What follows belongs to an exercise in optimizing a design on an open flow for small area, a short achievable clock period and few clock cycles; a production flow would make more cautious choices.
Where RTL was checked, it was by simulation tests only, not by an equivalence proof against the original.
The series may have gaps, and a smaller design here may also do less where the tests do not look.
The RTL of run 1 was laid out without a check of its function.

### Zoomed window, run 1

Region (152, 152) to (202, 202) um. Cells in gray, sequential cells in the stronger gray; small squares are vias.
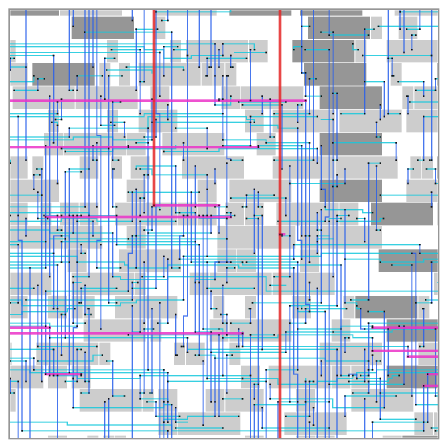
### Wire density map, run 1

(1 px per um) The die is cut into 35 by 35 equal tiles; dark purple is low, yellow is high, scaled to the fullest tile. Values are wire area over tile area, all layers added.
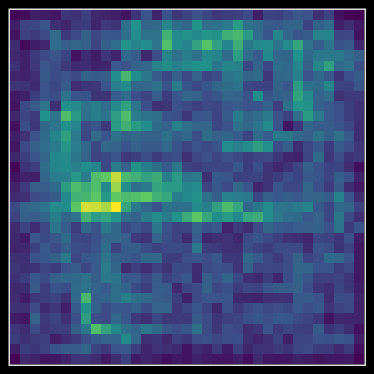
### Clock network drawn from the DEF, run 1

(1 px per um)
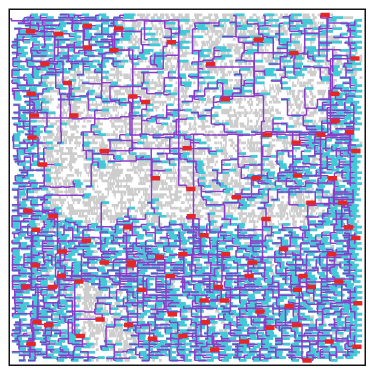
### The metal 2 layer, run 1

(1.5 px per um)
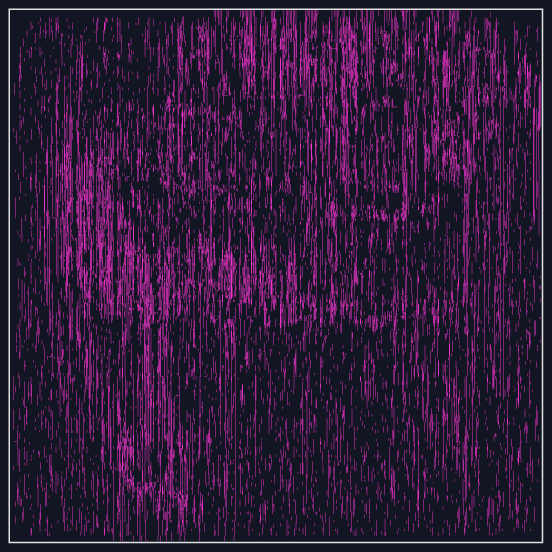
--- flow/design.v: outline only ---
// module hsid_sqsum: 838 lines
// module hsid_accsum: 364 lines
// module hsid_main: 316 lines
module hsid_main #(
    parameter WORD_WIDTH = 32,
    parameter DATA_WIDTH = 16,
    parameter DATA_WIDTH_MUL = 32,
    parameter DATA_WIDTH_ACC = 40,
    parameter BUFFER_WIDTH = 2,
    parameter HSP_BANDS_WIDTH = 7,
    parameter HSP_LIBRARY_WIDTH = 6
  ) (
    input logic clk,
    input logic rst_n,
    input logic clear,
    input logic band_data_in_valid,
    input logic [WORD_WIDTH-1:0] band_data_in,
    input logic [HSP_LIBRARY_WIDTH-1:0] hsp_library_size_in,
    input logic [HSP_BANDS_WIDTH-1:0] hsp_bands_in,
    output logic [HSP_LIBRARY_WIDTH-1:0] mse_min_ref,
    output logic [HSP_LIBRARY_WIDTH-1:0] mse_max_ref,
    output logic [WORD_WIDTH-1:0] mse_min_value,
    output logic [WORD_WIDTH-1:0] mse_max_value,
    input logic start,
    output logic done,
    output logic idle,
    output logic ready,
    output logic error,
    output logic cancelled
  );
  // ...
==> flow/flow/run.sh <==
#!/bin/bash
# The standard layout, with timing repair aimed at a shorter period than the
# 10 ns constraint (setup margin), faster port buffers, and free gate sizing.
set -o pipefail
bash standard.sh SETUP_SLACK_MARGIN=6.8 MATCH_CELL_FOOTPRINT=0 \
  "BUFFER_PORTS_ARGS=-buffer_cell sky130_fd_sc_hd__buf_4" finish > flow.log 2>&1
==> flow/standard.sh <==
#!/bin/bash
# synth_recipe.tcl (not shown) runs the flow's synth.tcl, then flattens the netlist and writes it again
# the make line also repeats each setting of config.mk as NAME=value (left out here)
make -C /OpenROAD-flow-scripts/flow DESIGN_CONFIG=/design/flow/config.mk WORK_HOME=/design/flow/orfs CLKGATE_MAP_FILE= SYNTH_SCRIPT=/design/flow/synth_recipe.tcl "${@:-finish}"
==> flow/config.mk <==
export PLATFORM = sky130hd
export DESIGN_NAME = hsid_main
export DESIGN_NICKNAME = hsid_main
export VERILOG_FILES = /design/flow/design.v
export SDC_FILE = /design/flow/constraint.sdc
export NUM_CORES = 4
export LEC_CHECK = 0
export ABC_CLOCK_PERIOD_IN_PS = 2500
export CAP_MARGIN = 20
export CORE_MARGIN = 2
export CORE_UTILIZATION = 60
export CTS_CLUSTER_DIAMETER = 100
export CTS_CLUSTER_SIZE = 30
export SLEW_MARGIN = 20
==> flow/constraint.sdc <==
create_clock -name core_clock -period 10.0 [get_ports {clk}]
set_input_delay 2.0000 -clock core_clock [delete_from_list [all_inputs] [get_ports {clk}]]
set_output_delay 2.0000 -clock core_clock [all_outputs]
set_load 0.01 [all_outputs]
==> impl_metrics.yaml, run 1 <==
drt:
  dr_total_vias: 34300
  detailedRoute.firstIterationViolations: 1899
  routed_wirelength_um: 123000
  routedWlPerCell_um: 17.4
  met2_length_um: 55800
  top_signal_layer_used: "met5"
  post-route-drc-count: 0
  routedLengthMet1_um: 60200
  routed_via_density: 4.85
  drt-pass1-iter-count: 5
  route.met3.wl_um: 4680
  antenna_violating_nets_post_route: 0
layout:
  largest_register_ffs: 1024
  share_of_final_layout_standard_cells_stronger_than_drive_strength_1_pct: 12.3
  syn_to_final_growth_pct: 9.26
  stdcell_area_mm2: 0.0805
  filler_free_cell_count_of_the_finished_design: 7079
  layout.nets: 6012
  layout_utilization_pct: 66.1
  antenna_diode_count: 0
  layout_common_cells: "2316 x dfxtp_1, 498 x inv_1, 309 x fa_1, 248 x and2_1, 224 x mux2_2"
  layout.cells.most_common: "dfxtp_1"
placement:
  place_hpwl_um: 80400
  dpl_cell_area_mm2: 0.0767
  number_of_cells_in_the_design_after_placement: 6904
  weighted_congestion_reported_at_the_end_of_routability_driven_placement: 0.818
  port_buffers: 130
  dpl_worst_slack_ns: 5.00
timing:
  totalNegativeSetupSlack_ns: 0
  finalCritPeriodShare_pct: 38.6
  rsz_0062_raised_after_global_routing: "true"
  finalHoldWorstSlack_ns: 0.319
  max_freq_ghz: 0.259
  finalClockSkew_ns: 0.0396
  setup_viol: 0
  final-hold-violation-count: 0
  timing.final.crit_period_ns: 3.86
  timing_worst_slew_pin_value_ns: 1.12
  max-slew-margin-rel_pct: 25.2
  slew_viols_final: 0
  worst_slack_ns: 6.14
grt:
  grt_first_pass_wirelength_um: 196000
  grtUsageTotal_pct: 20.0
  grt_start_max_net_pins: 81
  initial_antenna_violation_count: 3
  globalRouteOverflowTotal: 0
  grt_pass1_vias: 35200
floorplanning:
  width_of_the_chip_um: 355
  ios: 131
  start_util_pct: 60.5
  die_height_um: 355
  die_area_mm2: 0.126
  floorplan.rows: 128
  fp.coreArea_mm2: 0.122
clocking:
  cts_num_sinks: 2503
  ctsHtreeMaxLevel: 3
  cts-root-to-sink-buffers: 3
  ctsRootBufferMaster: "clkbuf_16"
  tritoncts_buffer_count: 94
  cts_tree: "done"
  path_clk_slew_ns: 0.10
logic_synthesis:
  synth_cells: 5229
  seq_area_frac_synth_pct: 69.9
  dominantRegCellSynth: "dfxtp_1"
  count_of_distinct_cell_types_in_the_synthesized_netlist: 84
  postSynthNetCount: 5807
  yosys_warnings: 1
  synth_enable_flop_cells: 108
  mappedNetlistArea_mm2: 0.0737
  synth_seq_cells: 2503
  synth.avg_cell_area_um2: 14.1
  async_flop_share_pct: 2.44
job:
  cap_viol_max_count: 0
worst_hold_path:
  type_of_the_worst_min_delay_path: "reg2reg"
  worst_hold_path.num_cells: 0
worst_setup_path:
  timing.critical_path.slowest_cell_delay_ns: 0.36
  worstPathMaxFanout: 5
  worst_ep_required_time_ns: 10.65
  startpoint_type: "input pin"
  r2r_cells: 13
  critical-path-top-cell-by-count: "buf_12"
  critical_path.cell_chain: "buf_8, inv_8, ha_4, fa_2, nor2b_2, o21a_2, o21ai_2, a211oi_2, nor3_2, nor4b_2, a221oi_2, a21oi_4, buf_12, buf_12, xnor2_1, and2_1"
  critical_path_at_ns: 4.51
  critical_path.slowest_cell: "fa_2"
  setup.reg_to_reg.worst_slack_ns: 6.84
  kind_of_capture_point_of_the_worst_setup_path: "flip-flop"
  timing.setup.critical_path_class: "in2reg"
outcome:
  outcome: "timing/DRC/antenna clean"
About 'Zoomed window':
legend:
  cyan:
    layer: metal 1
  red:
    layer: metal 4
  magenta:
    layer: metal 3
  blue:
    layer: metal 2
cells with their middle in the window: 127
sequential cells in the window: 13
most frequent: fa_1 (37), and2_1 (35), inv_1 (30)

About 'Wire density map':
nearly empty tiles: 0.50%
tiles over half the peak: 7.6%
fullest tile: 0.55

About 'Clock network drawn from the DEF':
legend:
  purple:
    item: clock wires
    length: 21.6 mm
  cyan:
    item: flip-flops
    count: 2503
  red:
    item: clock drivers
    count: 94
flops lie: all over the die
clock insertion delay at the later pin of the skew report: 0.74 ns

About 'The metal 2 layer':
wire length on this layer: 55.8 mm
nets with wire on the layer: 5221
main direction: vertical

run 1: worst max-delay path, delay by kind of cell:
family                   cells  cell delay, ns
AO/OA/AOI/OAI                5            0.85
AND/OR/NAND/NOR              4            0.62
adder cells (fa/ha/maj)      2            0.53
buffers and inverters        4            0.38
XOR/XNOR                     1            0.11
run 1: layer usage:
| layer | GRT usage (%) | vias to the layer above |
|---|---|---|
| met4 | 4.90 | 2 |
| met5 | 0 | - |
| met3 | 2.96 | 169 |
| met1 | 29.3 | 16800 |
| li1 | - | 16800 |
| met2 | 31.6 | 454 |
run 1: cell usage after synthesis (43+ instances only):
library cell / instances / area [um2]
xnor2_1: 99 / 867
nand2_1: 150 / 563
and2_1: 248 / 1550
nand2b_1: 114 / 713
nor2b_1: 73 / 457
nor2_1: 138 / 518
dfxtp_1: 2334 / 46700
mux2_2: 224 / 2520
ha_1: 216 / 2700
fa_1: 312 / 6250
edfxtp_1: 108 / 3240
clkbuf_1: 92 / 345
inv_1: 503 / 1890
dfrtp_1: 43 / 1080
xor2_1: 51 / 447
o21ai_0: 60 / 300
a21o_1: 46 / 345
a21oi_1: 103 / 515
run 1: repair_timing:
item / 4_1_cts / 5_1_grt
cloned: 2 / 3
hold buffers: 0 / 0
pin swaps: 22 / 19
buffers inserted: 36 / 18
gates resized for setup: 118 / 50
endpoints found under the setup margin: 235 / 210
run 1: area by class of cell:
class / count / area, um2
well taps: 1625 / 2030
multi-input cells: 2123 / 20300
flip-flops and latches: 2503 / 51600
clock inverters: 11 / 230
inverters: 503 / 1910
repair buffers: 209 / 2030
clock buffers: 105 / 2410
fillers: 8997 / 41300
run 1: logic make-up (layout without fill, tap and decap cells):
group,count (synthesis),after routing,synth area share (%)
muxes,234,234,3.56
xor gates and xnor gates,150,150,1.78
buffers and inverters,605,828,3.11
and+or+nand+nor,865,865,6.34
DFF,2503,2503,69.9
adders and majority gates,528,528,12.1
AOI/OAI and AO/OA,344,346,3.17
### Cell placement, run 1

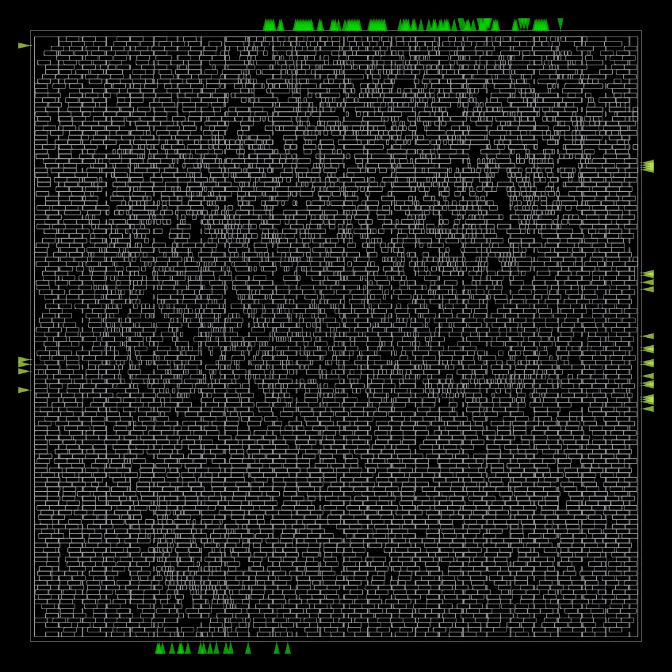

--- run 2 (diff from run 1) ---
--- a/flow/design.v
+++ b/flow/design.v
@@ -1320,10 +1320,6 @@
       done <= 1'b0;
       error <= 1'b0;
       cancelled <= 1'b0;
-      cfg_b <= 7'd127;
-      cfg_l <= 6'd63;
-      pm1 <= 6'd63;
-      bad_q <= 1'b0;
       fst <= 1'b0;
     end else begin
       fr <= fr_n;
@@ -1338,24 +1334,37 @@
       done <= done_n;
       error <= err_n;
       cancelled <= canc_n;
-      if (fr == F_IDLE) begin
-        cfg_b <= hsp_bands_in;
-        cfg_l <= hsp_library_size_in;
-        bad_q <= bad_cfg;
-      end
       fst <= start_take;
-      pm1 <= {1'b1, 5'(cfg_b[6:1] - {5'd0, !cfg_b[0]})};
     end
   end
+  always_ff @(posedge clk) begin
+    if (fr == F_IDLE) begin
+      cfg_b <= hsp_bands_in;
+      cfg_l <= hsp_library_size_in;
+      bad_q <= bad_cfg;
+    end
+    pm1 <= {1'b1, 5'(cfg_b[6:1] - {5'd0, !cfg_b[0]})};
+  end
   logic [31:0] in_d;
   logic in_capv, in_refv, in_f, in_l, in_jf, in_jl;
-  assign in_d = band_data_in;
-  assign in_capv = taken && !clear && !pix_ref;
-  assign in_refv = taken && !clear && pix_ref;
-  assign in_f = (idx == 0);
-  assign in_l = idx_last;
-  assign in_jf = (pix == 6'd1);
-  assign in_jl = pix_last;
+  always_ff @(posedge clk) in_d <= band_data_in;
+  always_ff @(posedge clk or negedge rst_n) begin
+    if (!rst_n) begin
+      in_capv <= 1'b0;
+      in_refv <= 1'b0;
+      in_f <= 1'b0;
+      in_l <= 1'b0;
+      in_jf <= 1'b0;
+      in_jl <= 1'b0;
+    end else begin
+      in_capv <= taken && !clear && !pix_ref;
+      in_refv <= taken && !clear && pix_ref;
+      in_f <= (idx == 0);
+      in_l <= idx_last;
+      in_jf <= (pix == 6'd1);
+      in_jl <= pix_last;
+    end
+  end
   logic [31:0] ring_out, feed;
   logic [31:0][31:0] seg5;
   logic [15:0][31:0] seg4;
@@ -1429,7 +1438,7 @@
       s2_v <= 1'b0;
       s3_v <= 1'b0;
     end else begin
-      s1_v <= in_refv;
+      s1_v <= in_refv && !clear;
       s2_v <= s1_v && !clear;
       s3_v <= s2_v && s2_l && !clear;
     end
--- a/flow/config.mk
+++ b/flow/config.mk
@@ -10,5 +10,5 @@
 export CORE_MARGIN = 2
 export CORE_UTILIZATION = 60
 export CTS_CLUSTER_DIAMETER = 100
-export CTS_CLUSTER_SIZE = 30
+export CTS_CLUSTER_SIZE = 24
 export SLEW_MARGIN = 20
### Cell placement, run 2

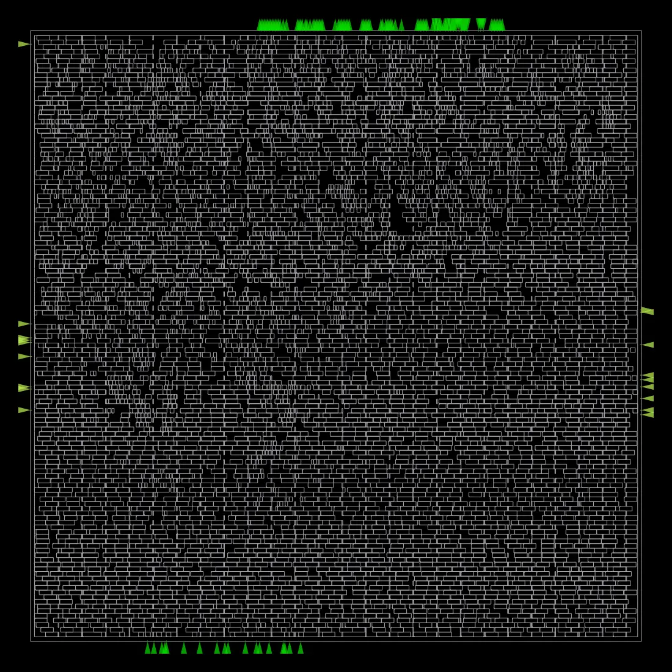
area of the core: 0.123 mm2
share of cell area taken by flip-flops and latches: 64.4%
sequential cell count: 2541
Layout Utilization: 65.9%
row count: 129

==> run 2 against run 1 <==
Synthesized cell count grew 2.4%. Worst setup slack improved by 0.47 ns. Critical path depth shrank 14. Clock-buffer cell count rose by 28. Critical endpoint is now idle. Still clean. Cell count up 1.8%. Largest cell class unchanged. Sequential cell count increased by 38. Non-clock buffer count shrank 20. Sequential share of layout area up 0.38 points. First-iteration DRC count increased by 9.6%.
==> impl_metrics.yaml, run 2 <==
timing:
  max_freq_ghz: 0.295
  max-slew-margin-rel_pct: 26.1
  setup_viol: 0
  timing.final.crit_period_ns: 3.39
  final-hold-violation-count: 0
  finalClockSkew_ns: 0.0532
worst_hold_path:
  type_of_the_worst_min_delay_path: "reg2reg"
  worst_hold_path.num_cells: 0
clocking:
  cts.hold.buffers_added: 0
  clk-insertion-delay-late_ns: 0.76
  tritoncts_buffer_count: 117
  cts_tree: "done"
  path_clk_slew_ns: 0.10
worst_setup_path:
  critical_path_at_ns: 1.39
  critical_path_depth: 2
  startpoint_type: "flip-flop"
  worstPathBufferInverterCount: 2
  critical_path.slowest_cell: "dfrtp_1"
  setup.reg_to_reg.worst_slack_ns: 6.88
  largest_delay_share_family_worst_path: "flip-flops"
outcome:
  outcome: "timing/DRC/antenna clean"
placement:
  place_hpwl_um: 82600
  dpl_cell_area_mm2: 0.0772
drt:
  routed_via_density: 4.83
  top_signal_layer_used: "met5"
  drt-pass1-iter-count: 5
  dr_total_vias: 34800
  routedWlPerCell_um: 17.1
  routedLengthMet1_um: 61100
  routed_wirelength_um: 123000
  route.met3.wl_um: 4390
  post-route-drc-count: 0
floorplanning:
  die_area_mm2: 0.127
  ios: 131
  die_height_um: 356
  width_of_the_chip_um: 356
layout:
  stdcell_area_mm2: 0.0813
  share_of_final_layout_standard_cells_stronger_than_drive_strength_1_pct: 10.3
  layout.nets: 6121
  layout.cells.most_common: "dfxtp_1"
job:
  cap_viol_max_count: 0
logic_synthesis:
  mappedNetlistArea_mm2: 0.0745
  post-synth-top-area-fraction_pct: 63.7
  seq_area_frac_synth_pct: 70.2
  synth.avg_cell_area_um2: 13.9
  yosys_warnings: 1
  async_flop_share_pct: 1.89
  count_of_distinct_cell_types_in_the_synthesized_netlist: 77
  synth_cells: 5353
  synth_enable_flop_cells: 122
  synth_seq_cells: 2541
  postSynthNetCount: 5931
  synth_most_common_cell: "dfxtp_1"
  yosys-top-cells-area: "dfxtp_1 64%, fa_1 8.4%, edfxtp_1 4.9%"
grt:
  initial_antenna_violation_count: 8
  globalRouteOverflowTotal: 0
  grt_pass1_vias: 35600
Testbench counts for the RTL of run 2, summed over its fixed seeds: cycles 85,157.
### The metal 2 layer, run 2

(1.5 px per um)
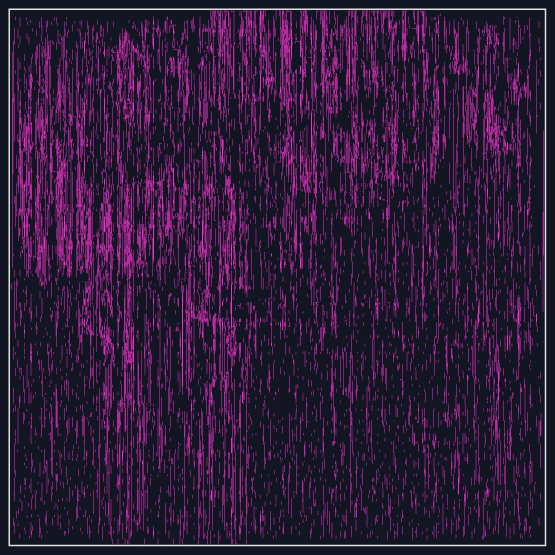
wire length on this layer: 55.2 mm
main direction: vertical
longest straight run: 144 um

-- run 2: changes by cell type in the layout (fill, tap and decap cells not counted), moves of 12 or more --
cell	change
dfxtp_2	+20
o21ai_0	+46
dfxtp_1	+21
dfstp_2	-14
mux2_2	-37
edfxtp_1	+14
clkbuf_16	+20
nand2_1	+38
xnor2_2	-21
nor3_1	+12
-- run 2: area by class of cell --
class | instances | area (um2) | area share [%]
antenna | 2 | 5.00 | 0.00615
clock buffer | 133 | 3020 | 3.71
clock inverter | 12 | 231 | 0.285
inverter | 506 | 1900 | 2.34
multi-input combinational | 2188 | 20000 | 24.6
sequential | 2541 | 52400 | 64.4
tap | 1637 | 2050 | 2.52
timing repair buffer | 189 | 1750 | 2.15
-- run 2: cell families (layout without fill, tap and decap cells) --
| logic type | after synthesis | in the layout | synth area share [%] |
|---|---|---|---|
| AOI/OAI and AO/OA | 404 | 404 | 3.46 |
| buffers and inverters | 624 | 840 | 3.16 |
| adders and majority gates | 528 | 528 | 12.0 |
| muxes | 194 | 194 | 2.92 |
| xor gates and xnor gates | 133 | 133 | 1.56 |
| and+or+nand+nor | 929 | 929 | 6.67 |
| DFF | 2541 | 2541 | 70.2 |
| other | 0 | 2 | 0 |
-- run 2: per-stage QoR --
step / hold WS (ns) / util (%) / instances / setup WS, ns
floorplan: 0.310 / - / 5353 / 6.85
global placement: 0.310 / 62.6 / 7016 / 6.23
detailed placement: 0.312 / 62.6 / 7016 / 6.26
CTS: 0.298 / 65.6 / 7186 / 6.53
global route: 0.309 / 65.9 / 7206 / 6.52
finish: 0.301 / 65.9 / 7208 / 6.61
-- run 2: timing repair --
action                                  4_1_cts  5_1_grt
gates resized for setup                     102       40
endpoints found under the setup margin      127      182
endpoints found under the hold margin         0        0
pin swaps                                     2        1
buffers inserted                             25       20
-- run 2: routing by layer --
| metal | vias to the layer above | global-route usage, % |
|---|---|---|
| met4 | 4 | 4.62 |
| li1 | 17300 | - |
| met5 | - | 0 |
| met2 | 398 | 31.0 |
| met3 | 170 | 3.24 |
| met1 | 16900 | 29.8 |
### Wire density map, run 2

(1 px per um) The die is cut into 36 by 36 equal tiles; dark purple is low, yellow is high, scaled to the fullest tile. Values are wire area over tile area, all layers added.
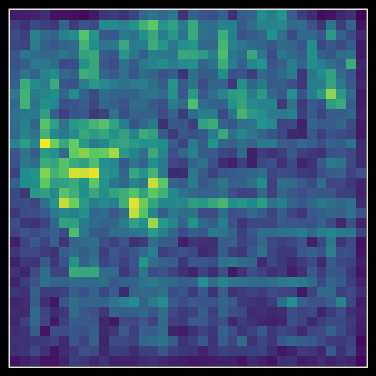

--- run 3 (diff from run 2) ---
==> flow/flow/run.sh (replaced) <==
#!/bin/bash
# The standard layout, with timing repair aimed at a shorter period than the
# 10 ns constraint (setup margin), faster port buffers, and free gate sizing.
set -o pipefail
bash standard.sh SETUP_SLACK_MARGIN=6.8 MATCH_CELL_FOOTPRINT=0 \
  "BUFFER_PORTS_ARGS=-buffer_cell sky130_fd_sc_hd__buf_2" finish > flow.log 2>&1
--- a/flow/config.mk
+++ b/flow/config.mk
@@ -10,5 +10,5 @@
 export CORE_MARGIN = 2
 export CORE_UTILIZATION = 60
 export CTS_CLUSTER_DIAMETER = 100
-export CTS_CLUSTER_SIZE = 24
+export CTS_CLUSTER_SIZE = 30
 export SLEW_MARGIN = 20
### Wire density map, run 3

(1 px per um) The die is cut into 36 by 36 equal tiles; dark purple is low, yellow is high, scaled to the fullest tile. Values are wire area over tile area, all layers added.
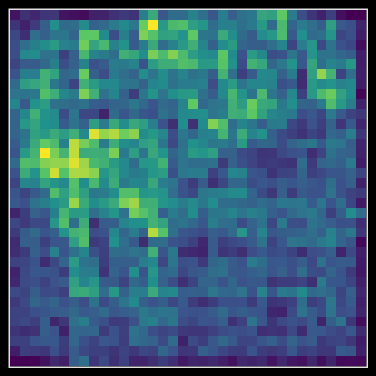
tiles over half the peak: 18%
emptiest ninth of the die: bottom right
densest ninth of the die: left middle
fullest tile: 0.42
nearly empty tiles: 0.50%
mean over tiles: 0.15

### The metal 2 layer, run 3

(1.5 px per um)
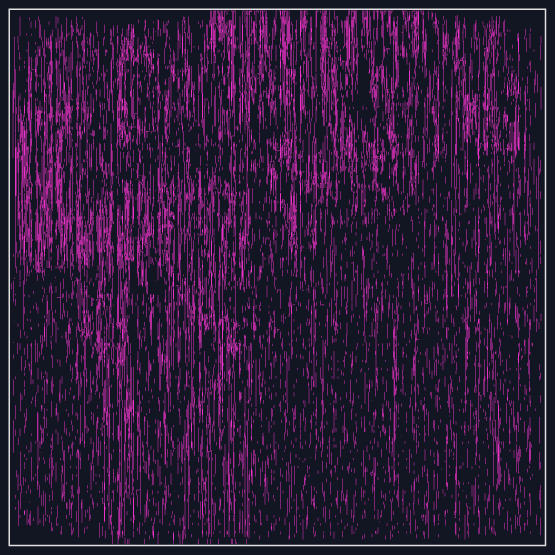
nets with wire on the layer: 5217
main direction: vertical
share of all routed wire: 45%
longest straight run: 112 um
Detailed Route WL: 123000 um
vias: 34.8k
routing usage on met2: 30.8%

==> run 3 against run 2 <==
Critical path depth did not move. Via count barely moved. Critical path type unchanged. Register-to-register slack improved by 0.03 ns. Worst setup slack improved by 0.0091 ns. Fmax rose by 0.27%. Area after synthesis did not move. Hold slack improved by 0.0048 ns. Core utilization fell by 0.90 points. Still clean.
==> impl_metrics.yaml, run 3 <==
outcome:
  outcome: "timing/DRC/antenna clean"
grt:
  grt_start_max_net_pins: 80
  grt_use_met1_pct: 29.6
  grt_pass1_vias: 35400
  use_met3_pct: 2.72
  globalRouteOverflowTotal: 0
  grtUsageTotal_pct: 19.7
  grt_first_pass_wirelength_um: 196000
  top_usage_layer: "met2"
layout:
  layout.filler_cells: 9302
  layout.cells.most_common: "dfxtp_1"
  layout.nets: 6099
  antenna_diode_count: 0
  share_of_final_layout_standard_cells_stronger_than_drive_strength_1_pct: 10.0
  layout_common_cells: "2339 x dfxtp_1, 506 x inv_1, 312 x fa_1, 249 x and2_1, 216 x ha_1"
  largest_register_ffs: 1024
  syn_to_final_growth_pct: 7.63
logic_synthesis:
  synth.avg_cell_area_um2: 13.9
  count_of_distinct_cell_types_in_the_synthesized_netlist: 77
  netlist_top_cells_count: "2371 x dfxtp_1, 506 x inv_1, 312 x fa_1, 250 x and2_1, 216 x ha_1"
  post-synth-top-area-fraction_pct: 63.7
  synth.largest_area_cell: "dfxtp_1"
  yosys-top-cells-area: "dfxtp_1 64%, fa_1 8.4%, edfxtp_1 4.9%"
  synth_seq_cells: 2541
  mappedNetlistArea_mm2: 0.0745
  postSynthNetCount: 5931
  synth_cells: 5353
  synth_most_common_cell: "dfxtp_1"
  dominantRegCellSynth: "dfxtp_1"
  yosys_warnings: 1
  async_flop_share_pct: 1.89
timing:
  worst_slack_ns: 6.62
  slew_viols_final: 0
  timing_worst_slew_pin_value_ns: 0.988
  timing.final.crit_period_ns: 3.38
  finalCritPeriodShare_pct: 33.8
  totalNegativeSetupSlack_ns: 0
  finalClockSkew_ns: 0.0538
  max_freq_ghz: 0.296
  rsz_0062_raised_after_global_routing: "true"
  setup_viol: 0
  max-slew-margin-rel_pct: 34.1
drt:
  antenna_violating_nets_post_route: 0
  detailedRoute.firstIterationViolations: 2250
  routedWlPerCell_um: 17.1
  drt-pass1-iter-count: 5
  post-route-drc-count: 0
  routed_via_density: 4.84
worst_setup_path:
  worst_ep_required_time_ns: 8.00
  setup.reg_to_reg.worst_slack_ns: 6.91
  timing.setup.critical_path_class: "reg2out"
  startpoint_type: "flip-flop"
  critical_path_at_ns: 1.38
  worstPathMaxFanout: 2
  kind_of_capture_point_of_the_worst_setup_path: "primary output"
  r2r_cells: 7
clocking:
  ctsHtreeMaxLevel: 3
  ctsRootBufferMaster: "clkbuf_16"
  cts_num_sinks: 2541
  clk-insertion-delay-late_ns: 0.74
  cts-root-to-sink-buffers: 3
  path_clk_slew_ns: 0.11
  tritoncts_buffer_count: 97
  cts_tree: "done"
placement:
  place_hpwl_um: 82600
  port_buffers: 130
  dpl_worst_slack_ns: 6.12
worst_hold_path:
  worst_hold_path.num_cells: 0
  type_of_the_worst_min_delay_path: "reg2reg"
floorplanning:
  start_util_pct: 60.4
  die_area_mm2: 0.127
  ios: 131
  floorplan.rows: 129
  width_of_the_chip_um: 356
job:
  cap_viol_max_count: 0
==> run 3: changes by cell type in the layout (fill, tap and decap cells not counted), sizes merged <==
cell    change
diode       -2
clkinv      +1
bufinv      -1
clkbuf     -23
buf         -4
a21oi       +1
==> run 3: cells by family after synthesis <==
| family | after synthesis | share of synthesized area, % |
|---|---|---|
| AO/OA/AOI/OAI | 404 | 3.46 |
| XOR/XNOR | 133 | 1.56 |
| AND/OR/NAND/NOR | 929 | 6.67 |
| buffers and inverters | 624 | 3.16 |
| flip-flops | 2541 | 70.2 |
| adder cells (fa/ha/maj) | 528 | 12.0 |
| multiplexers | 194 | 2.92 |
==> run 3: area by class of cell <==
class                      count  area [um2]  area share [%]
sequential                  2541       52400            65.3
multi-input combinational   2189       20000            24.9
clock buffer                 109        2520            3.15
tap                         1637        2050            2.55
inverter                     506        1900            2.37
timing repair buffer         186        1180            1.47
clock inverter                12         189           0.236
==> run 3: repair_timing <==
| action | in CTS | in global routing |
|---|---|---|
| pin swaps | 2 | 4 |
| resized for setup | 52 | 28 |
| setup endpoints to repair | 126 | 152 |
| buffers inserted | 20 | 19 |
| gates cloned | 0 | 1 |
| hold buffers | 0 | 0 |
==> run 3: per-stage QoR <==
stage | hold WS, ns | util, % | cells | instance area (um2)
4_1_cts | 0.296 | 64.7 | 7160 | 79900
3_5_place_dp | 0.312 | 62.3 | 7019 | 76900
5_1_grt | 0.319 | 65.0 | 7180 | 80200
3_3_place_gp | 0.310 | 62.3 | 7019 | 76900
2_1_floorplan | 0.310 | - | 5353 | 74600
6_report | 0.306 | 65.0 | 7180 | 80200
==> run 3: routing by layer <==
layer  up-vias  wire (um)
li1      17200          -
met5         -          7
met4         2       2300
met2       400      54800
met1     17000      61700
met3       143       3800
==> run 3: worst max-delay path: stages (launching register included) <==
cell     delay, ns
dfrtp_1       0.44
inv_1         0.08
buf_2         0.13
### Cell placement, run 3

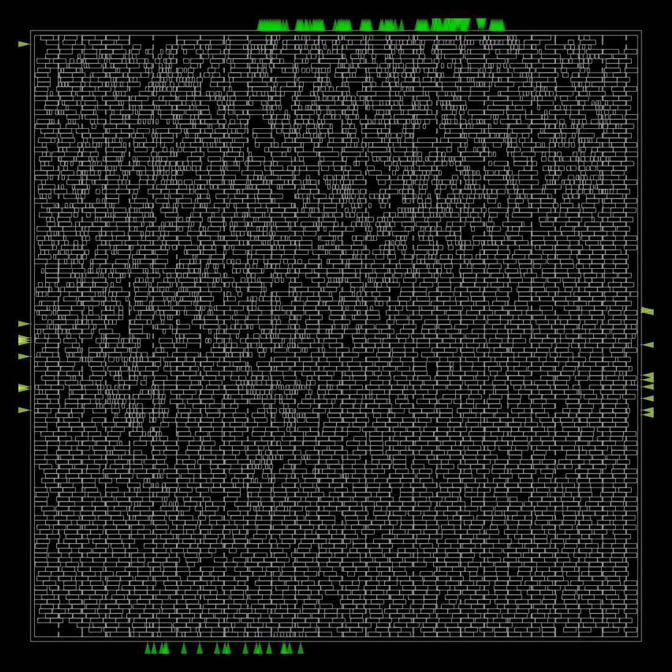

--- run 4 (diff from run 3) ---
--- a/flow/config.mk
+++ b/flow/config.mk
@@ -5,6 +5,7 @@
 export SDC_FILE = /design/flow/constraint.sdc
 export NUM_CORES = 4
 export LEC_CHECK = 0
+export ABC_AREA = 1
 export ABC_CLOCK_PERIOD_IN_PS = 2500
 export CAP_MARGIN = 20
 export CORE_MARGIN = 2
### Cell placement, run 4

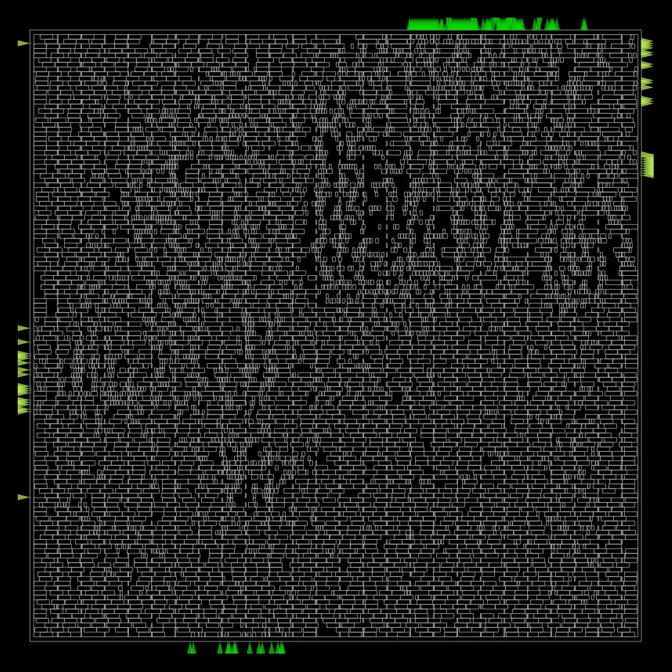
share of cell area taken by flip-flops and latches: 64.6%
Layout Utilization: 64.6%
area of the core: 0.125 mm2
count of filler cells inserted in the layout: 9848
filler-free cell count of the finished design: 8248

==> run 4 against run 3 <==
Still clean. Core utilization decreased by 0.33 points. Synthesized cell count increased by 20%. Clock skew rose by 0.0097 ns. Highest routed layer is now met4. Critical endpoint is now mse_max_value[30].
==> impl_metrics.yaml, run 4 <==
outcome:
  outcome: "timing/DRC/antenna clean"
clocking:
  cts_num_sinks: 2541
  clk-insertion-delay-late_ns: 0.76
  ctsHtreeMaxLevel: 3
  cts-root-to-sink-buffers: 3
  ctsRootBufferMaster: "clkbuf_16"
  tritoncts_buffer_count: 97
  path_clk_slew_ns: 0.11
  cts.hold.buffers_added: 0
  cts_tree: "done"
logic_synthesis:
  yosys_warnings: 1
  async_flop_share_pct: 1.89
  count_of_distinct_cell_types_in_the_synthesized_netlist: 50
  postSynthNetCount: 7020
  synth.largest_area_cell: "dfxtp_1"
  synth_most_common_cell: "dfxtp_1"
  mappedNetlistArea_mm2: 0.0756
  synth_enable_flop_cells: 122
  synth_seq_cells: 2541
  seq_area_frac_synth_pct: 69.2
  post-synth-top-area-fraction_pct: 62.8
  synth.avg_cell_area_um2: 11.7
  netlist_top_cells_count: "2371 x dfxtp_1, 1112 x nand2_1, 979 x inv_1, 331 x nor2_1, 312 x fa_1"
  dominantRegCellSynth: "dfxtp_1"
  synth_cells: 6442
  yosys-top-cells-area: "dfxtp_1 63%, fa_1 8.3%, nand2_1 5.5%"
timing:
  totalNegativeSetupSlack_ns: 0
  finalCritPeriodShare_pct: 34.2
  rsz_0062_raised_after_global_routing: "true"
  timing_worst_slew_pin_value_ns: 1.10
  max_freq_ghz: 0.293
  slew_viols_final: 0
  final-hold-violation-count: 0
  timing.final.crit_period_ns: 3.42
  setup_viol: 0
  max-slew-margin-rel_pct: 26.8
  finalClockSkew_ns: 0.0635
worst_hold_path:
  worst_hold_path.num_cells: 0
  type_of_the_worst_min_delay_path: "reg2reg"
floorplanning:
  start_util_pct: 60.3
  width_of_the_chip_um: 359
  die_area_mm2: 0.129
  floorplan.rows: 130
  die_height_um: 359
  ios: 131
drt:
  routed_via_density: 4.77
  drt-pass1-iter-count: 6
  post-route-drc-count: 0
  antenna_violating_nets_post_route: 0
  detailedRoute.firstIterationViolations: 2420
worst_setup_path:
  critical_path_at_ns: 1.42
  worstPathBufferInverterCount: 1
  timing.setup.critical_path_class: "reg2out"
  critical_path_depth: 1
  worst_ep_required_time_ns: 8.00
  largest_delay_share_family_worst_path: "flip-flops"
  critical_path.slowest_cell: "edfxtp_1"
  r2r_cells: 9
  setup.reg_to_reg.worst_slack_ns: 6.91
  worstPathMaxFanout: 2
  kind_of_capture_point_of_the_worst_setup_path: "primary output"
  startpoint_type: "flip-flop"
  critical_path.cell_chain: "buf_2"
  timing.critical_path.slowest_cell_delay_ns: 0.48
placement:
  number_of_cells_in_the_design_after_placement: 8095
  port_buffers: 130
  weighted_congestion_reported_at_the_end_of_routability_driven_placement: 0.936
  place_hpwl_um: 95800
grt:
  globalRouteOverflowTotal: 0
  grt_first_pass_wirelength_um: 219000
  grt_start_max_net_pins: 80
  grt_pass1_vias: 39700
  initial_antenna_violation_count: 7
layout:
  share_of_final_layout_standard_cells_stronger_than_drive_strength_1_pct: 5.58
  layout.area.seq_mm2: 0.0524
  layout.cells.most_common: "dfxtp_1"
  layout_common_cells: "2346 x dfxtp_1, 1112 x nand2_1, 975 x inv_1, 330 x nor2_1, 312 x fa_1"
  largest_register_ffs: 1024
  syn_to_final_growth_pct: 7.17
  multiInputGateArea_mm2: 0.0189
  layout.nets: 7147
job:
  cap_viol_max_count: 0
### Wire density map, run 4

(1 px per um) The die is cut into 36 by 36 equal tiles; dark purple is low, yellow is high, scaled to the fullest tile. Values are wire area over tile area, all layers added.
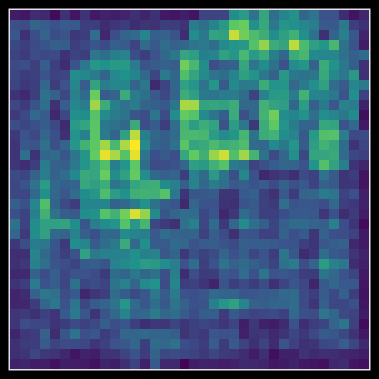
nearly empty tiles: 0.10%
fullest tile: 0.51
emptiest ninth of the die: bottom right
mean over tiles: 0.17
combined global-route utilization of all metal layers: 21.6%
wire per inst: 16.6 um
vias: 39.3k
Detailed Route WL: 137000 um

==> run 4: changes by cell type in the layout (fill, tap and decap cells not counted), moves of 18 or more <==
cell,change
a21o_1,-40
a21oi_1,+69
a31oi_1,+69
and2_1,-249
inv_1,+469
inv_2,+18
mux2_2,-186
nand2_1,+928
nand2b_1,-117
nand3_1,+88
nor2_1,+187
nor2b_1,-63
o21ai_0,+68
xnor2_1,-56
==> run 4: cell type report <==
type / instances / share of cell area, %
sequential: 2541 / 64.6
multi-input combinational: 2752 / 23.4
inverter: 997 / 4.62
clock buffer: 109 / 3.12
tap: 1650 / 2.55
timing repair buffer: 180 / 1.39
clock inverter: 13 / 0.315
antenna: 6 / 0.0185
==> run 4: logic make-up (layout without fill, tap and decap cells) <==
family / Yosys count / after routing / share of synthesized area, %
xor gates and xnor gates: 62 / 62 / 0.718
other: 0 / 6 / 0
AOI/OAI and AO/OA: 508 / 508 / 3.76
DFF: 2541 / 2541 / 69.2
muxes: 1 / 1 / 0.0149
buffers and inverters: 1149 / 1299 / 5.80
and+or+nand+nor: 1653 / 1653 / 8.69
adders and majority gates: 528 / 528 / 11.8
==> run 4: worst register-to-register path, cell delays in order (launching register included) <==
cell and delay, ns:
dfxtp_1 0.34, buf_4 0.28, nand2_1 0.14, fa_1 0.54, inv_1 0.05, fa_1 0.54, inv_1 0.07, fa_1 0.54
inv_1 0.05, fa_1 0.43
==> run 4: per-layer routing <==
metal | track usage [%] | part of all wire, % | vias up | wire (um)
met2 | 34.7 | 45 | 691 | 61700
met4 | 6.18 | 2.8 | 0 | 3900
met3 | 3.22 | 4.3 | 196 | 5850
met1 | 30.7 | 48 | 18700 | 65500
met5 | 0 | 0 | - | 0
li1 | - | - | 19800 | -
==> run 4: timing repair <==
action | CTS | global route
buffers inserted | 19 | 6
resized for setup | 34 | 28
pin swaps | 0 | 1
setup endpoints to repair | 100 | 121
==> run 4: metrics by stage <==
step	hold WS [ns]	worst slack (ns)	area [um2]
3_5_place_dp	0.312	6.42	77900
4_1_cts	0.288	6.54	80900
6_report	0.303	6.58	81100
3_3_place_gp	0.310	6.49	77900
5_1_grt	0.288	6.52	81000
2_1_floorplan	0.310	6.82	75600
### Zoomed window, run 4

Region (155, 155) to (205, 205) um. Cells in gray, sequential cells in the stronger gray; small squares are vias.
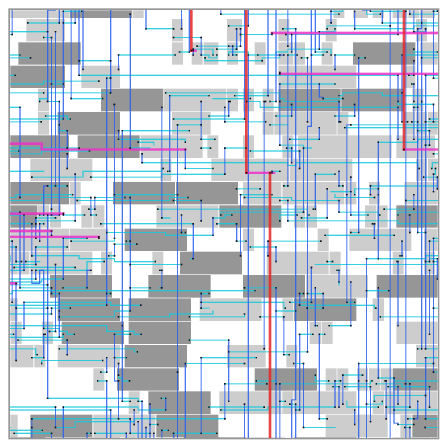

--- run 5 (diff from run 4) ---
--- a/flow/config.mk
+++ b/flow/config.mk
@@ -5,11 +5,10 @@
 export SDC_FILE = /design/flow/constraint.sdc
 export NUM_CORES = 4
 export LEC_CHECK = 0
-export ABC_AREA = 1
 export ABC_CLOCK_PERIOD_IN_PS = 2500
 export CAP_MARGIN = 20
 export CORE_MARGIN = 2
-export CORE_UTILIZATION = 60
+export CORE_UTILIZATION = 70
 export CTS_CLUSTER_DIAMETER = 100
 export CTS_CLUSTER_SIZE = 30
 export SLEW_MARGIN = 20
### Zoomed window, run 5

Region (140, 140) to (190, 190) um. Cells in gray, sequential cells in the stronger gray; small squares are vias.
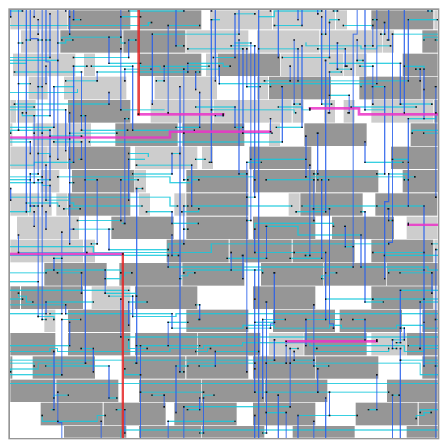
legend:
  blue:
    layer: metal 2
  cyan:
    layer: metal 1
  red:
    layer: metal 4
  magenta:
    layer: metal 3
sequential cells in the window: 75
most frequent: dfxtp_1 (75), inv_1 (18), fa_1 (15)
cells with their middle in the window: 124

==> run 5 against run 4 <==
Sequential cell count unchanged. Critical path depth increased by 1. Core utilization rose by 11 points. Critical endpoint is now idle. First-iteration DRC count decreased by 22%. Clock skew decreased by 0.016 ns. Sequential share of layout area grew 1.0 points. Cell count is 16% lower. Register-to-register slack about the same.
==> impl_metrics.yaml, run 5 <==
drt:
  dr_total_vias: 35200
  antenna_violating_nets_post_route: 0
  routed_via_density: 5.08
  routedWlPerCell_um: 18.0
grt:
  use_met3_pct: 2.86
  initial_antenna_violation_count: 4
  grt_pass1_vias: 36400
  top_usage_layer: "met2"
  globalRouteOverflowTotal: 0
  grt_first_pass_wirelength_um: 198000
  grt_start_max_net_pins: 80
  grt_use_met1_pct: 33.4
  met2_usage_pct: 38.2
  grtUsageTotal_pct: 23.3
timing:
  setup_viol: 0
  max_freq_ghz: 0.297
  max-slew-margin-rel_pct: 33.7
  final-hold-violation-count: 0
  finalCritPeriodShare_pct: 33.6
  timing.final.crit_period_ns: 3.36
  finalClockSkew_ns: 0.0479
  totalNegativeSetupSlack_ns: 0
  timing_worst_slew_pin_value_ns: 0.985
worst_hold_path:
  type_of_the_worst_min_delay_path: "reg2reg"
  worst_hold_path.num_cells: 0
logic_synthesis:
  count_of_distinct_cell_types_in_the_synthesized_netlist: 77
  synth.avg_cell_area_um2: 13.9
  yosys-top-cells-area: "dfxtp_1 64%, fa_1 8.4%, edfxtp_1 4.9%"
  yosys_warnings: 1
  synth.largest_area_cell: "dfxtp_1"
  dominantRegCellSynth: "dfxtp_1"
  synth_enable_flop_cells: 122
  post-synth-top-area-fraction_pct: 63.7
  synth_most_common_cell: "dfxtp_1"
  seq_area_frac_synth_pct: 70.2
placement:
  weighted_congestion_reported_at_the_end_of_routability_driven_placement: 0.850
  port_buffers: 130
worst_setup_path:
  critical_path_at_ns: 1.36
  worstPathBufferInverterCount: 2
  worst_ep_required_time_ns: 8.00
  critical_path.slowest_cell: "dfrtp_1"
  setup.reg_to_reg.worst_slack_ns: 6.92
  timing.setup.critical_path_class: "reg2out"
  critical_path.cell_chain: "inv_1, buf_2"
  kind_of_capture_point_of_the_worst_setup_path: "primary output"
  critical_path_depth: 2
  r2r_cells: 10
layout:
  layout.filler_cells: 6605
  largest_register_ffs: 1024
  layout.cells.most_common: "dfxtp_1"
  layout.nets: 6099
  syn_to_final_growth_pct: 7.10
  share_of_final_layout_standard_cells_stronger_than_drive_strength_1_pct: 9.96
floorplanning:
  fp.coreArea_mm2: 0.105
  width_of_the_chip_um: 330
  die_area_mm2: 0.109
  die_height_um: 330
  ios: 131
  floorplan.rows: 119
  start_util_pct: 70.7
clocking:
  clk-insertion-delay-late_ns: 0.72
  cts_tree: "done"
  cts_num_sinks: 2541
  tritoncts_buffer_count: 95
  cts-root-to-sink-buffers: 3
  ctsRootBufferMaster: "clkbuf_16"
  ctsHtreeMaxLevel: 3
outcome:
  outcome: "timing/DRC/antenna clean"
job:
  cap_viol_max_count: 0
### Wire density map, run 5

(1 px per um) The die is cut into 33 by 33 equal tiles; dark purple is low, yellow is high, scaled to the fullest tile. Values are wire area over tile area, all layers added.
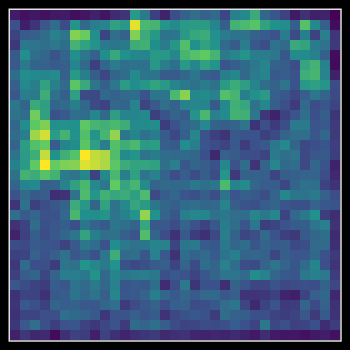
mean over tiles: 0.18
densest ninth of the die: left middle
nearly empty tiles: 0.10%
fullest tile: 0.50
tiles over half the peak: 16%

## run 5: layout make-up
cell class	count	area (um2)	area share, %
clock buffer	107	2500	3.13
antenna	3	7.51	0.00941
sequential	2541	52400	65.6
timing repair buffer	189	1190	1.50
clock inverter	10	136	0.171
multi-input combinational	2188	20000	25.0
tap	1391	1740	2.18
inverter	506	1900	2.38
## run 5: cell families (layout without fill, tap and decap cells)
| kind of cell | count (synthesis) | in the layout | synth area share [%] |
|---|---|---|---|
| AO/OA/AOI/OAI | 404 | 404 | 3.46 |
| XOR/XNOR | 133 | 133 | 1.56 |
| adder cells (fa/ha/maj) | 528 | 528 | 12.0 |
| buffers and inverters | 624 | 812 | 3.16 |
| flip-flops | 2541 | 2541 | 70.2 |
| multiplexers | 194 | 194 | 2.92 |
| other | 0 | 3 | 0 |
| AND/OR/NAND/NOR | 929 | 929 | 6.67 |
## run 5: timing repair
action,4_1_cts,5_1_grt
buffers inserted,23,22
pin swaps,2,6
resized for setup,41,39
setup endpoints to repair,135,177
hold buffers,0,0
## run 5: layer usage
layer  up-vias  wire length (um)
met1     17300             58800
met3       193              4290
li1      17200                 -
met4         0              3000
met5         -                 0
met2       512             58600
## run 5: worst register-to-register path, delay by kind of cell, from the launching register on
family	cells	cell delay (ns)
AOI/OAI and AO/OA	6	1.67
adders and majority gates	1	0.37
DFF	1	0.34
buffers and inverters	1	0.20
xor gates and xnor gates	1	0.14
and+or+nand+nor	1	0.13
## run 5: per-stage QoR
| stage | area [um2] | setup slack (ns) | hold slack [ns] | cells |
|---|---|---|---|---|
| floorplan | 74600 | 6.85 | 0.310 | 5353 |
| global placement | 76600 | 6.23 | 0.310 | 6770 |
| detailed placement | 76600 | 6.17 | 0.312 | 6770 |
| CTS | 79500 | 6.57 | 0.302 | 6910 |
| global route | 79800 | 6.57 | 0.322 | 6932 |
| finish | 79800 | 6.64 | 0.297 | 6935 |

==> notes/layouts.md <==
Pictures saved along the way, in no particular order.

Clock network drawn from the DEF.
(1 px per um)
shot_01.png
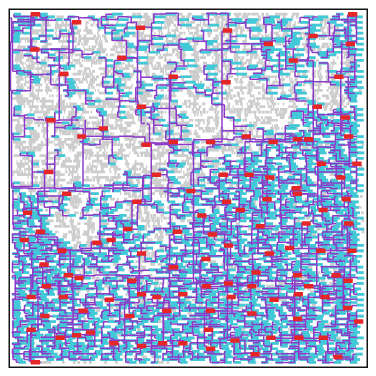
shot_02.png
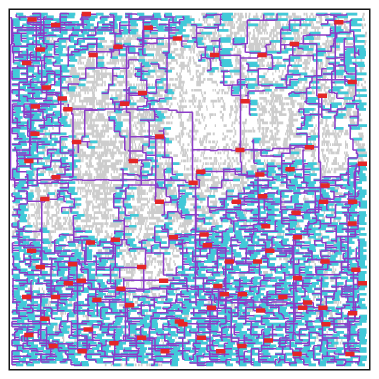
| picture | from |
|---|---|
| shot_01.png | run 2 |
| shot_02.png | run 4 |

==> what the ideal ports hide <==
In the flow no input, the clock included, has a driving cell. The finished layouts below were timed again as built, in two steps. Step 1, drivers: a clkbuf_16 drives clk and a buf_2 each remaining input, both assumed. Step 2 adds t to the input delays and takes it off the output delays; t is the mean of the earliest and latest rising clock arrival at the registers after step 1. Input paths then give back, and output paths get back, about the clock's delay inside the block. Three values: ideal ports, drivers, drivers and shift; two values: the first two.
run | t, ns | setup WS [ns] | clock arrival spread, ns
run 1 | 0.802 | 6.140 / 6.171 / 5.368 | 0.042 / 0.043
run 2 | 0.808 | 6.608 / 6.532 / 6.330 | 0.054 / 0.054
run 3 | 0.793 | 6.617 / 6.544 / 6.167 | 0.063 / 0.063
run 4 | 0.795 | 6.582 / 6.512 / 6.371 | 0.064 / 0.065
run 5 | 0.771 | 6.635 / 6.564 / 6.361 | 0.054 / 0.054
After both steps every run listed still meets setup and hold. The setup slack of run 1, which loses most, moves by +0.031 ns with the drivers and by -0.772 ns with both steps.
